This design comes from an exercise in tuning for a short achievable clock period and few clock cycles on the open sky130 flow, not from production work.
Function was checked by simulation only, so behaviour that the tests miss may differ from the original.
The series may have gaps, and a smaller design here may also do less where the tests do not look.

===== flow/config.mk =====
export PLATFORM = sky130hd
export DESIGN_NAME = minisys_core
export DESIGN_NICKNAME = minisys_core
export VERILOG_FILES = /design/flow/design.v
export SDC_FILE = /design/flow/constraint.sdc
export NUM_CORES = 4
export LEC_CHECK = 0
export CAP_MARGIN = 20
export CORE_MARGIN = 2
export CORE_UTILIZATION = 33
export PLACE_DENSITY = 0.42
export SLEW_MARGIN = 20

===== flow/constraint.sdc =====
create_clock -name core_clock -period 150.0 [get_ports {clk}]
set_input_delay 30.0000 -clock core_clock [delete_from_list [all_inputs] [get_ports {clk}]]
set_output_delay 30.0000 -clock core_clock [all_outputs]
set_load 0.01 [all_outputs]

===== flow/design.v =====
`timescale 1ns / 1ps
module div_steps #(parameter LO = 0, parameter HI = 32) (
    input  [31:0] a,           
    input  [31:0] b,           
    input  [31:0] rem_in,      
    output [31:0] rem_out,     
    output [31:0] q            
    );
    wire [31:0] rem [LO:HI];
    assign rem[LO] = rem_in;
    genvar k;
    generate
        for (k = LO + 1; k <= HI; k = k + 1) begin : st
            wire [k-1:0] trial;
            if (k == 1) begin : t1
                assign trial = a[31];
            end else begin : tk
                assign trial = {rem[k-1][k-2:0], a[32-k]};
            end
            wire hi_zero;
            if (k == 32) begin : hz32
                assign hi_zero = 1'b1;
            end else begin : hzk
                assign hi_zero = ~|b[31:k];
            end
            wire [k:0] diff = {1'b0, trial} - {1'b0, b[k-1:0]};
            wire qk = hi_zero & ~diff[k];
            assign q[32-k] = qk;
            if (k == 32) begin : r32
                assign rem[k] = qk ? diff[k-1:0] : trial;
            end else begin : rk
                assign rem[k] = {{(32-k){1'b0}}, (qk ? diff[k-1:0] : trial)};
            end
        end
        for (k = 0; k < 32; k = k + 1) begin : qz
            if (k > 31 - LO || k < 32 - HI) begin : z
                assign q[k] = 1'b0;
            end
        end
    endgenerate
    assign rem_out = rem[HI];
endmodule
`timescale 1ns / 1ps
module minisys_core(
    input                          clk,
    input                          rst,           
    output [14 - 1:0]      imem_addr,     
    input  [32 - 1:0]      imem_rdata,    
    output [14 - 1:0]      dmem_addr,     
    output [32 - 1:0]      dmem_wdata,    
    output                         dmem_we,       
    input  [32 - 1:0]      dmem_rdata,    
    input  [16 - 1:0]       switches,      
    output [32 - 1:0]      leds,          
    output                         halted         
    );
    localparam DIV_S1 = 8;    
    localparam DIV_S2 = 21;   
    reg  [31:0] pc;
    reg  [31:0] rf [1:31];
    reg         st_q;           
    reg  [13:0] maddr_q;        
    reg  [31:0] wdata_q;
    reg  [31:0] leds_q;
    reg         x_v, x_ld, y_v, y_ld;
    reg  [4:0]  x_rd, y_rd;
    reg         ldio_q;         
    reg  [31:0] ldr;            
    reg  [31:0] da_a, da_b, da_rem, da_q;
    reg  [31:0] db_a, db_b, db_rem, db_q;
    reg         da_neg, da_bz, db_neg, db_bz;
    assign imem_addr  = pc[15:2];
    wire   at_halt    = (pc == 32'h0000_3f00);
    assign halted     = at_halt & ~st_q;    
    assign dmem_addr  = maddr_q;
    assign dmem_wdata = wdata_q;
    assign dmem_we    = st_q & ~rst;
    assign leds       = leds_q;
    wire [31:0] ld_data = ldio_q ? {16'h0000, switches} : dmem_rdata;
    wire        x_isld = x_v & x_ld;
    wire [31:0] q2, rem2;
    div_steps #(.LO(DIV_S1), .HI(DIV_S2)) dv2 (
        .a(da_a), .b(da_b), .rem_in(da_rem), .rem_out(rem2), .q(q2));
    wire [31:0] q3;
    wire [31:0] rem3_unused;
    div_steps #(.LO(DIV_S2), .HI(32)) dv3 (
        .a(db_a), .b(db_b), .rem_in(db_rem), .rem_out(rem3_unused), .q(q3));
    wire [31:0] dv_qmag = db_q | q3;
    wire [31:0] dv_res  = db_bz ? 32'hFFFF_FFFF : (db_neg ? (~dv_qmag + 32'd1) : dv_qmag);
    wire        late_we   = y_v & (y_rd != 5'd0);
    wire [31:0] late_data = y_ld ? ldr : dv_res;
    wire [31:0] ins = imem_rdata;
    wire [5:0]  op  = ins[31:26];
    wire [4:0]  rs  = ins[25:21];
    wire [4:0]  rt  = ins[20:16];
    wire [4:0]  rd  = ins[15:11];
    wire [4:0]  sh  = ins[10:6];
    wire [5:0]  fn  = ins[5:0];
    wire [15:0] imm = ins[15:0];
    wire r_fmt  = (op == 6'h00);
    wire i_alu  = (op[5:3] == 3'b001);
    wire is_lw  = (op == 6'h23);
    wire is_sw  = (op == 6'h2b);
    wire is_beq = (op == 6'h04);
    wire is_bne = (op == 6'h05);
    wire is_j   = (op == 6'h02);
    wire is_jal = (op == 6'h03);
    wire is_jr  = r_fmt & (fn == 6'h08);
    wire is_div = r_fmt & (fn[5:1] == 5'b10111);
    wire is_lui = (op == 6'h0f);
    wire rd_rs = ~(is_j | is_jal | is_lui);
    wire rd_rt = r_fmt | is_sw | is_beq | is_bne;
    function [31:0] rdreg(input [4:0] r);
        begin
            if (r == 5'd0)
                rdreg = 32'd0;
            else if (x_isld && x_rd == r)
                rdreg = ld_data;
            else if (y_v && y_ld && y_rd == r)
                rdreg = ldr;
            else
                rdreg = rf[r];
        end
    endfunction
    wire [31:0] va = rdreg(rs);
    wire [31:0] vb = rdreg(rt);
    wire hazard = (x_v && !x_ld && (x_rd != 5'd0) &&
                   ((rd_rs && rs == x_rd) || (rd_rt && rt == x_rd))) ||
                  (y_v && !y_ld && (y_rd != 5'd0) &&
                   ((rd_rs && rs == y_rd) || (rd_rt && rt == y_rd)));
    wire run = ~at_halt & ~hazard;
    wire [31:0] simm = {{16{imm[15]}}, imm};
    wire [31:0] zimm = {16'h0000, imm};
    wire [31:0] pc4  = pc + 32'd4;
    wire [31:0] sum  = va + (r_fmt ? vb : simm);
    wire [31:0] dif  = va - vb;
    wire        slt_s = ($signed(va) < $signed(r_fmt ? vb : simm));
    wire        slt_u = (va < (r_fmt ? vb : simm));
    wire [4:0]  samt = fn[2] ? va[4:0] : sh;
    wire [31:0] shl  = vb << samt;
    wire [31:0] shr  = vb >> samt;
    wire [31:0] sra  = $signed(vb) >>> samt;
    wire [31:0] prod = va * vb;
    reg  [31:0] res;
    reg         wr;
    reg  [4:0]  wreg;
    always @* begin
        res  = 32'd0;
        wr   = 1'b0;
        wreg = rd;
        if (r_fmt) begin
            wr = 1'b1;
            case (fn)
                6'h00:        res = shl;
                6'h02:        res = shr;
                6'h03:        res = sra;
                6'h04:        res = shl;
                6'h06:        res = shr;
                6'h07:        res = sra;
                6'h20, 6'h21: res = sum;
                6'h22, 6'h23: res = dif;
                6'h24:        res = va & vb;
                6'h25:        res = va | vb;
                6'h26:        res = va ^ vb;
                6'h27:        res = ~(va | vb);
                6'h2a:        res = {31'd0, slt_s};
                6'h2b:        res = {31'd0, slt_u};
                6'h2c, 6'h2d: res = prod;
                default:      wr  = 1'b0;     
            endcase
        end else if (i_alu) begin
            wr   = 1'b1;
            wreg = rt;
            case (op[2:0])
                3'd0, 3'd1: res = sum;
                3'd2:       res = {31'd0, slt_s};
                3'd3:       res = {31'd0, slt_u};
                3'd4:       res = va & zimm;
                3'd5:       res = va | zimm;
                3'd6:       res = va ^ zimm;
                default:    res = {imm, 16'h0000};
            endcase
        end else if (is_jal) begin
            wr   = 1'b1;
            wreg = 5'd31;
            res  = pc4;
        end
    end
    wire [31:0] maddr = va + simm;
    wire        mio   = (maddr[31:10] == 22'h3FFFFF);
    wire        taken = (is_beq & (va == vb)) | (is_bne & (va != vb));
    wire [31:0] npc   = taken          ? pc4 + {simm[29:0], 2'b00} :
                        (is_j | is_jal) ? {pc[31:28], ins[25:0], 2'b00} :
                        is_jr          ? va : pc4;
    wire        dsg   = (fn[0] == 1'b0);       
    wire        a_neg = dsg & va[31];
    wire        b_neg = dsg & vb[31];
    wire [31:0] a_mag = a_neg ? (~va + 32'd1) : va;
    wire [31:0] b_mag = b_neg ? (~vb + 32'd1) : vb;
    wire [31:0] rem1, q1;
    div_steps #(.LO(0), .HI(DIV_S1)) dv1 (
        .a(a_mag), .b(b_mag), .rem_in(32'd0), .rem_out(rem1), .q(q1));
    integer i;
    always @(posedge clk) begin
        if (rst) begin
            pc        <= 32'd0;
            st_q      <= 1'b0;
            x_v       <= 1'b0;
            y_v       <= 1'b0;
            x_ld      <= 1'b0;
            y_ld      <= 1'b0;
            x_rd      <= 5'd0;
            y_rd      <= 5'd0;
            ldio_q    <= 1'b0;
            leds_q    <= 32'd0;
            for (i = 1; i < 32; i = i + 1)
                rf[i] <= 32'd0;
        end else begin
            for (i = 1; i < 32; i = i + 1) begin
                if (run && wr && wreg == i)
                    rf[i] <= res;
                else if (late_we && y_rd == i)
                    rf[i] <= late_data;
            end
            st_q   <= run & is_sw & ~mio;
            x_v    <= run & (is_lw | is_div);
            x_ld   <= is_lw;
            x_rd   <= is_lw ? rt : rd;
            ldio_q <= mio;
            y_v    <= x_v & ~(run && wr && wreg == x_rd);
            y_ld   <= x_ld;
            y_rd   <= x_rd;
            maddr_q <= maddr[15:2];
            wdata_q <= vb;
            if (run & is_sw & mio)
                leds_q <= vb;
            if (run)
                pc <= npc;
        end
    end
    always @(posedge clk) begin
        ldr    <= ld_data;
        da_a   <= a_mag;
        da_b   <= b_mag;
        da_rem <= rem1;
        da_q   <= q1;
        da_neg <= a_neg ^ b_neg;
        da_bz  <= (vb == 32'd0);
        db_a   <= da_a;
        db_b   <= da_b;
        db_rem <= rem2;
        db_q   <= da_q | q2;
        db_neg <= da_neg;
        db_bz  <= da_bz;
    end
endmodule

===== flow/run.sh =====
#!/bin/bash
# synth_recipe.tcl (not shown) runs the flow's synth.tcl, then flattens the netlist and writes it again
# the make line also repeats each setting of config.mk as NAME=value (left out here)
make -C /OpenROAD-flow-scripts/flow DESIGN_CONFIG=/design/flow/config.mk WORK_HOME=/design/flow/orfs CLKGATE_MAP_FILE= SYNTH_SCRIPT=/design/flow/synth_recipe.tcl finish

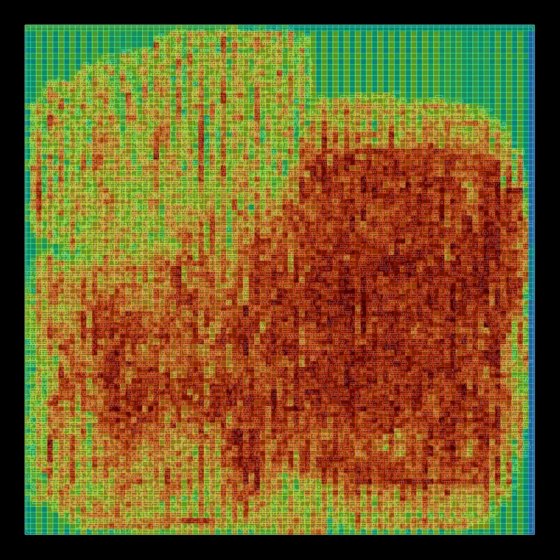
**Above:** run 1 (routing congestion map).
met3 usage: 0.139
total global-route track usage: 0.398

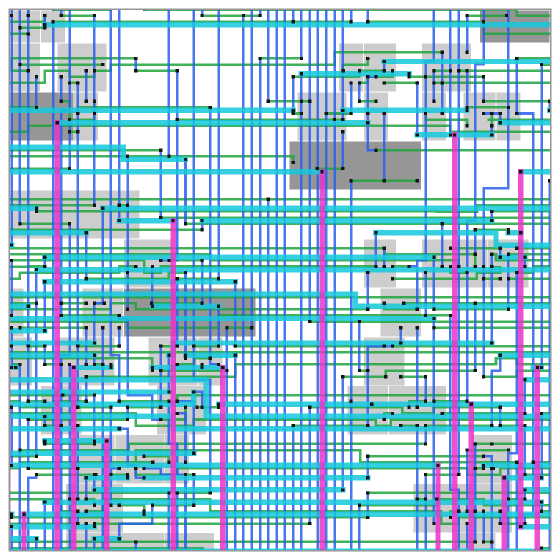
**Above:** run 1 (close-up of the layout).
Window x 456 to 486, y 456 to 486 um. Cells in gray, sequential cells in the stronger gray; small squares are vias.
Key: magenta = metal 4; green = metal 1; cyan = metal 3; blue = metal 2
Netlist names of flops here include `rf` (3). 40 logic cells have their middle in the window. Most frequent: and3_1 (9), nor2_1 (7), a211oi_1 (7). Sequential cells in the window: 3.

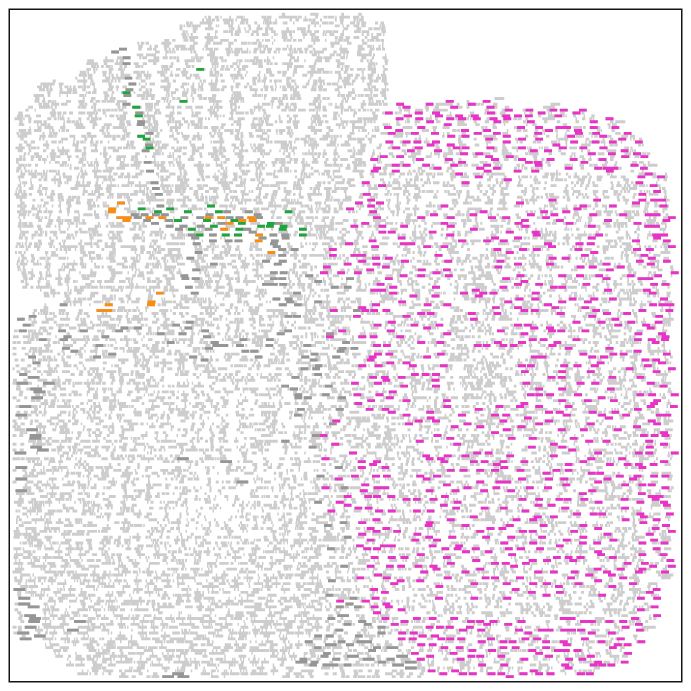
**Above:** run 1 (register map, names as in the netlist).
Other sequential cells in the stronger gray, the rest of the logic in the fainter gray.
Key: magenta = `rf` [placed flops 992]; orange = `da_a` [placed flops 24]; green = `db_b` [placed flops 32]

==> results.txt, run 1 <==
gpl congestion = 1.05
clock latency on the worst-skew pair = 0.97 ns
Yosys cell types = 119
Filler Cell Count = 41.2k
Relative slew margins = 0.105
CTS Hold Bufs = 0
vias in the first global route = 131k
FF+latch area = 26700 um^2
TritonCTS Sinks = 1311
dpl cells = 21.8k
largest net degree at the start of global routing = 185
Worst EP arrival = 30.98 ns
Hold Crit Class = reg2reg
Syn Nets = 18.7k
CTS max path bufs = 4
initial antenna violation count = 133
DRC errors left = 0
Fmax achieved = 16.4 MHz
Post-synth ARST share = 0
Crit. End Element = output pin
layout cells sized above 1 = 0.0908
Clock Skew = 0.120 ns
number of synthesized flops with an enable pin = 46
Synth Area per Inst = 7.46 um^2
crit-path max FO = 59
Max-Cap Viols = 0
sequential area share after synthesis = 0.208
outcome = no timing/DRC/antenna violations
cell count after synthesis = 17.2k
first drt pass iteration count = 7
Yosys warning count = 37
Worst Max-Slew Pin Slew = 1.33 ns
Worst EP required = 120.00 ns
CTS root buf = clkbuf_16
final cell count without fillers = 22.2k
RSZ-0062 raised after global routing = no
CTS Buf Count = 174
GRT overflow = 0
average wire per standard cell = 37.0 um
port buffer count = 175
fin nets = 18.2k
Yosys reg bits = 1311
DP Wirelength = 560 mm
Cell Area, Placed = 138000 um^2
synthesized area = 129000 um^2
clock period minus worst slack = 60.98 ns
Final Slew Violations = 0
crit start category = input port
IO Pins = 176
postcts setup bufs = 0
Vias = 145k
CP Cell Sequence = buf_8, nor2b_1, clkdlybuf4s50_1
die width = 628 um
TritonCTS clock tree = built
CP Class = in2out
ANT nets after route = 0
CTS HTree Levels = 4
commonest cells after routing, fill and taps aside = nor2_1 (2043), nand2_1 (1452), dfxtp_1 (1264)
multi-input logic area = 94700 um^2
Setup TNS = 0 ns
via/cell ratio = 6.53
CP peak stage delay = 0.51 ns
Slowest-stage cell, CP = clkdlybuf4s50_1
clk slew on worst S/H paths = 0.06 ns
Die Height = 628 um
number of cell rows = 229
most common cell after layout, fill and taps aside = nor2_1
Syn-to-layout area delta = 12.1%
Core Area = 389000 um^2
DRT iter0 DRCs = 23.4k
initial core utilization = 0.331
Final Cycle Share = 0.407
Fin. Hold Viols = 0
Die ar. = 395000 um^2
Synth Flop Type = dfxtp_1
post-cts resize count = 0
Testbench counts for the RTL of run 1, summed over its fixed seeds: cycles 64,953.
==> run 1: area by class of cell <==
type / count / share of cell area
inverter: 1014 / 0.0265
antenna: 90 / 0.00156
multi-input combinational: 13500 / 0.657
clock inverter: 61 / 0.00603
timing repair buffer: 761 / 0.0429
clock buffer: 249 / 0.0352
tap: 5197 / 0.0451
sequential: 1311 / 0.185
==> run 1: state kept, by name, summed over array words and instances (netlist names), 11 cells and up <==
register and cells:
leds_q 32, da_a 24, db_rem 21, db_a 11, pc 32, db_b 32
maddr_q 14, wdata_q 32, da_b 32, ldr 32, rf 992, db_q 21
==> run 1: kinds of logic (layout without fill, tap and decap cells) <==
logic type	count (synthesis)	in the layout	share of synthesized area
adders and majority gates	1329	1329	0.155
and+or+nand+nor	5846	5846	0.209
DFF	1311	1311	0.208
other	0	90	0
muxes	397	397	0.0330
AOI/OAI and AO/OA	5279	5279	0.277
xor gates and xnor gates	662	662	0.0451
buffers and inverters	2420	2085	0.0731
==> run 1: path summary, 6_finish.rpt <==
kind	cells after the start	slack, ns	to	from
worst max-delay path	3	89.02	dmem_we	rst
worst min register to register	0	0.27	db_neg	da_neg
worst max register to register	179	106.50	db_rem[20]	da_b[23]
worst min-delay path	0	0.27	db_neg	da_neg
==> run 1: critical path, delay by kind of cell <==
family	cells	cell delay [ns]
buf+inv	2	0.86
simple gates	1	0.10
==> run 1: Yosys cell counts, drive strengths merged, types with 364 or more instances <==
library cell	count	area, um^2
a211oi	898	6750
a21oi	1048	5250
a22oi	434	3260
and3	468	2930
clkbuf	1239	4650
dfxtp	1265	25300
fa	441	8830
ha	888	11100
inv	1000	3750
nand2	1495	5610
nand3	444	2220
nor2	2154	8100
nor3	364	1840
o21ai	1052	5270
xnor2	485	4250
==> run 1: routing by layer <==
metal  GRT usage  wire length, um  part of all wire  vias up
li1            -                -                 -    61400
met1       0.501           324000              0.39    69900
met2       0.561           326000              0.40    10500
met3       0.139           100000              0.12     3080
met4       0.279            70900             0.086       64
met5      0.0126             1000            0.0012        -
==> run 1: per-stage QoR <==
step | setup WS, ns | hold slack (ns) | utilization
3_5_place_dp | 89.03 | 0.313 | 0.355
5_1_grt | 88.97 | 0.306 | 0.370
3_3_place_gp | 89.01 | 0.311 | 0.355
4_1_cts | 89.01 | 0.289 | 0.370
6_report | 89.02 | 0.271 | 0.371
2_1_floorplan | 89.10 | 0.310 | -
--- run 2 (diff from run 1) ---
==> flow/flow/run.sh (new file) <==
#!/bin/bash
# Standard layout, with two changes aimed at the one path from an input to an output
# (rst -> dmem_we, which the synchronous reset makes combinational):
#  * the io placer keeps the rst and dmem_we pins together;
#  * repair_timing is asked for a large setup margin, so that path (the only one whose
#    slack is below the margin) is sized and buffered for speed. All other paths have
#    far more slack than the margin and are left alone.
set -euo pipefail
bash standard.sh \
  SETUP_SLACK_MARGIN=89.75 \
  "PLACE_PINS_ARGS=-group_pins {rst dmem_we}" \
  finish > standard.log 2>&1
==> flow/standard.sh (new file) <==
#!/bin/bash
# synth_recipe.tcl (not shown) runs the flow's synth.tcl, then flattens the netlist and writes it again
# the make line also repeats each setting of config.mk as NAME=value (left out here)
make -C /OpenROAD-flow-scripts/flow DESIGN_CONFIG=/design/flow/config.mk WORK_HOME=/design/flow/orfs CLKGATE_MAP_FILE= SYNTH_SCRIPT=/design/flow/synth_recipe.tcl "${@:-finish}"
--- a/flow/config.mk
+++ b/flow/config.mk
@@ -8,5 +8,7 @@
 export CAP_MARGIN = 20
+export CELL_PAD_IN_SITES_DETAIL_PLACEMENT = 1
+export CELL_PAD_IN_SITES_GLOBAL_PLACEMENT = 2
 export CORE_MARGIN = 2
-export CORE_UTILIZATION = 33
-export PLACE_DENSITY = 0.42
+export CORE_UTILIZATION = 22
+export PLACE_DENSITY = 0.45
 export SLEW_MARGIN = 20
removed: flow/run.sh
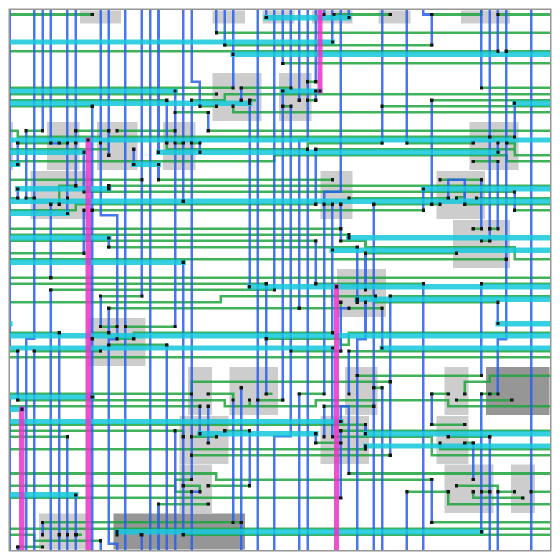
**Above:** run 2 (close-up of the layout).
Window x 561 to 591, y 561 to 591 um. Cells in gray, sequential cells in the stronger gray; small squares are vias.
Key: cyan = metal 3; magenta = metal 4; green = metal 1; blue = metal 2
Netlist names of flops here include `rf` (1). 24 logic cells have their middle in the window. Sequential cells in the window: 1. Most frequent: a22oi_1 (6), nand3_1 (4).

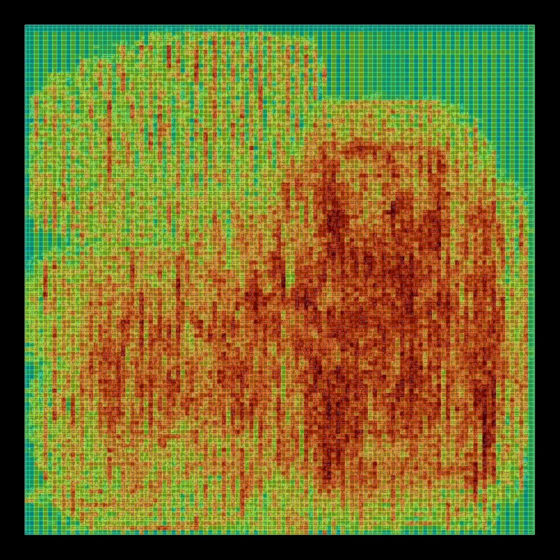
**Above:** run 2 (routing congestion map).
fin util: 0.256
average wire per standard cell: 40.2 um
GR Layer Usage met2: 0.500
Most Crowded Layer GR: met2
total global-route track usage: 0.325

==> run 2 against run 1 <==
Compared with the run above: still clean; global-route usage fell by 7.2 points; die area rose by 50%; core utilization fell by 11 points; final cell count rose by 12%; synthesized area did not move; design area rose by 3.4%; worst setup slack improved by 0.67 ns; synthesized cell count did not move; clock skew rose by 0.025 ns; wire length rose by 22%; maximum frequency rose by 1.1%; critical path type unchanged; critical endpoint unchanged; highest routed layer unchanged.
==> results.txt, run 2 <==
RSZ-0062 raised after global routing = yes
r2r setup slk = 105.56 ns (-0.94 ns)
die width = 768 um (+22%)
CTS max path bufs = 4 (unchanged)
layout cells sized above 1 = 0.0991 (+0.00826)
Die Height = 768 um (+22%)
clock period minus worst slack = 60.30 ns (-0.673 ns)
number of synthesized flops with an enable pin = 46 (unchanged)
crit path from = rst
Most flops, register = rf
outcome = no timing/DRC/antenna violations
CTS HTree Levels = 4 (unchanged)
CTS Hold Bufs = 0 (unchanged)
max reg flops = 992 (unchanged)
largest net degree at the start of global routing = 90 (-51%)
Final Slew Violations = 0 (unchanged)
final cell count without fillers = 24.9k (+12%)
Max-Cap Viols = 0 (unchanged)
commonest cells after routing, fill and taps aside = nor2_1 (2040), nand2_1 (1443), dfxtp_1 (1263)
DP Wirelength = 705 mm (+26%)
Worst EP required = 120.00 ns (about the same)
Filler Cell Count = 69.2k (+68%)
via/cell ratio = 5.86 (-10%)
Setup TNS = 0 ns (unchanged)
Area contributors post-synth = dfxtp_1 (20%), ha_1 (8.6%), fa_1 (6.9%), nor2_1 (6.3%), a211oi_1 (5.2%)
most common cell in the netlist = nor2_1
Worst Max-Slew Pin Slew = 1.40 ns (+0.0728 ns)
Worst EP arrival = 30.30 ns (-0.68 ns)
worst flop-to-flop path startpoint = da_b[21]
first drt pass iteration count = 6 (-1)
vias in the first global route = 142k (+8.2%)
CTS root buf = clkbuf_16
Core Area = 582000 um^2 (+50%)
clk slew on worst S/H paths = 0.06 ns (about the same)
TritonCTS clock tree = built
fin nets = 18.3k (+0.54%)
Post-Synth Simple-Gate Area = 0.209 (unchanged)
clock latency on the worst-skew pair = 1.02 ns (+0.05 ns)
Clock Skew = 0.145 ns (+0.0252 ns)
Slowest-stage cell, CP = buf_16
top post-synthesis cells by count = nor2_1 (2151), nand2_1 (1494), dfxtp_1 (1265)
Top delay family on crit path = buffers and inverters
most common cell after layout, fill and taps aside = nor2_1
dpl cells = 24.4k (+12%)
largest family of logic cells by synthesized area = compound AO/OA/AOI/OAI gates
Synth Flop Type = dfxtp_1
post-synth top area cell = dfxtp_1
Yosys cell types = 119 (unchanged)
ANT nets after route = 0 (unchanged)
Yosys warning count = 37 (unchanged)
Fmax achieved = 16.6 MHz (+1.1%)
DRC errors left = 0 (unchanged)
CP peak stage delay = 0.10 ns (-0.41 ns)
GRT overflow = 0 (unchanged)
CP Buf/Inv Count = 2 (unchanged)
adder-cell share of the synthesized area = 0.155 (unchanged)
hold slack = 0.328 ns (+0.0564 ns)
Fin. Hold Viols = 0 (unchanged)
sequential area share after synthesis = 0.208 (unchanged)
crit start category = input port
Crit. End Element = output pin
compound-gate portion of the synthesized area = 0.277 (unchanged)
Post-synth ARST share = 0 (unchanged)
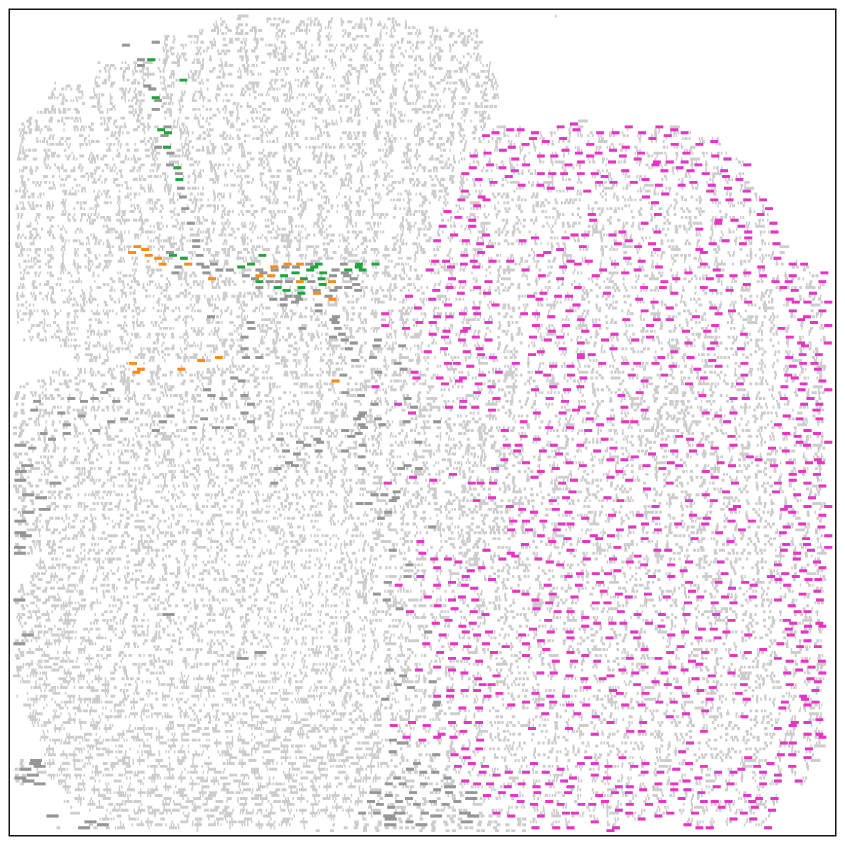
**Above:** run 2 (register map, names as in the netlist).
Other sequential cells in the stronger gray, the rest of the logic in the fainter gray.
Key: orange = `da_a` [placed flops 24]; green = `db_b` [placed flops 32]; magenta = `rf` [placed flops 992]
Another 263 sequential cells are not colored.

[run 2: changes by cell type in the layout (fill, tap and decap cells not counted), moves of 7 or more]
cell / change
buf_4: +86
nand2_4: +20
clkbuf_16: +17
nand2_2: -11
nor2_4: +11
nand2_1: -9
nor2_2: -8
nor4_2: +8
nor3_2: +7
[run 2: final cells by class]
cell class                 instances  area, um^2  area share
multi-input combinational      13500       95200       0.639
sequential                      1311       26700       0.179
tap                             7755        9700      0.0651
timing repair buffer             843        6850      0.0459
clock buffer                     269        5560      0.0373
inverter                        1014        3820      0.0256
clock inverter                    73        1020     0.00682
antenna                           85         213     0.00143
[run 2: how the worst min path moves through the flow]
stage / from / end / slack, ns / depth (start not counted)
6_report: da_bz / db_bz / 0.33 / 0
5_1_grt: da_q[25] / db_q[25] / 0.33 / 0
3_5_place_dp: da_q[27] / db_q[27] / 0.31 / 0
2_1_floorplan: da_a[0] / db_a[0] / 0.31 / 0
3_3_place_gp: da_q[25] / db_q[25] / 0.31 / 0
4_1_cts: da_bz / db_bz / 0.33 / 0
[run 2: cells by family after synthesis]
group,count (synthesis)
muxes,397
buffers and inverters,2420
xor gates and xnor gates,662
DFF,1311
AOI/OAI and AO/OA,5279
adders and majority gates,1329
and+or+nand+nor,5846
[run 2: per-stage QoR]
stage / worst slack [ns] / util / instance area, um^2
4_1_cts: 89.69 / 0.256 / 149000
3_3_place_gp: 89.20 / 0.244 / 142000
3_5_place_dp: 89.20 / 0.244 / 142000
6_report: 89.70 / 0.256 / 149000
5_1_grt: 89.68 / 0.256 / 149000
2_1_floorplan: 89.45 / - / 129000
[run 2: what timing repair did]
action / 4_1_cts / 5_1_grt
gates resized for setup: 7 / 0
setup endpoints to repair: 1 / 1
gates cloned: 0 / 0
buffers inserted: 1 / 0
[run 2: metal layers]
layer	wire, um	vias up	share of wire	global-route usage
li1	-	61500	-	-
met1	433000	75200	0.43	0.432
met2	430000	7087	0.43	0.500
met3	74000	1973	0.074	0.0581
met4	61600	30	0.062	0.173
met5	194	-	0.00019	0

afterwards: timing with drivers on the ports:
No port has a modelled driver above. Below, the same layouts with a new extraction and two added sets of constraints. Step 1 assumes that a clkbuf_16 drives the clock port and a buf_2 every other input. Step 2 adds t to the input delays and takes it off the output delays; t is the mean of the earliest and latest rising clock arrival at the registers after step 1. Input paths then give back, and output paths get back, about the clock's delay inside the block. Three values: ideal ports, drivers, drivers and shift; two values: the first two.
| run | t (ns) | setup WS [ns] | hold WS [ns] | cell pins on the clock port's net |
|---|---|---|---|---|
| run 1 | 1.040 | 89.023 / 88.975 / 88.975 | 0.271 / 0.271 / 0.271 | 1 |
| run 2 | 1.101 | 89.696 / 89.636 / 89.636 | 0.328 / 0.328 / 0.328 | 1 |
After both steps every run listed still meets setup and hold. For run 2, which loses most, drivers alone change the setup slack by -0.060 ns; drivers and shift together by -0.060 ns.
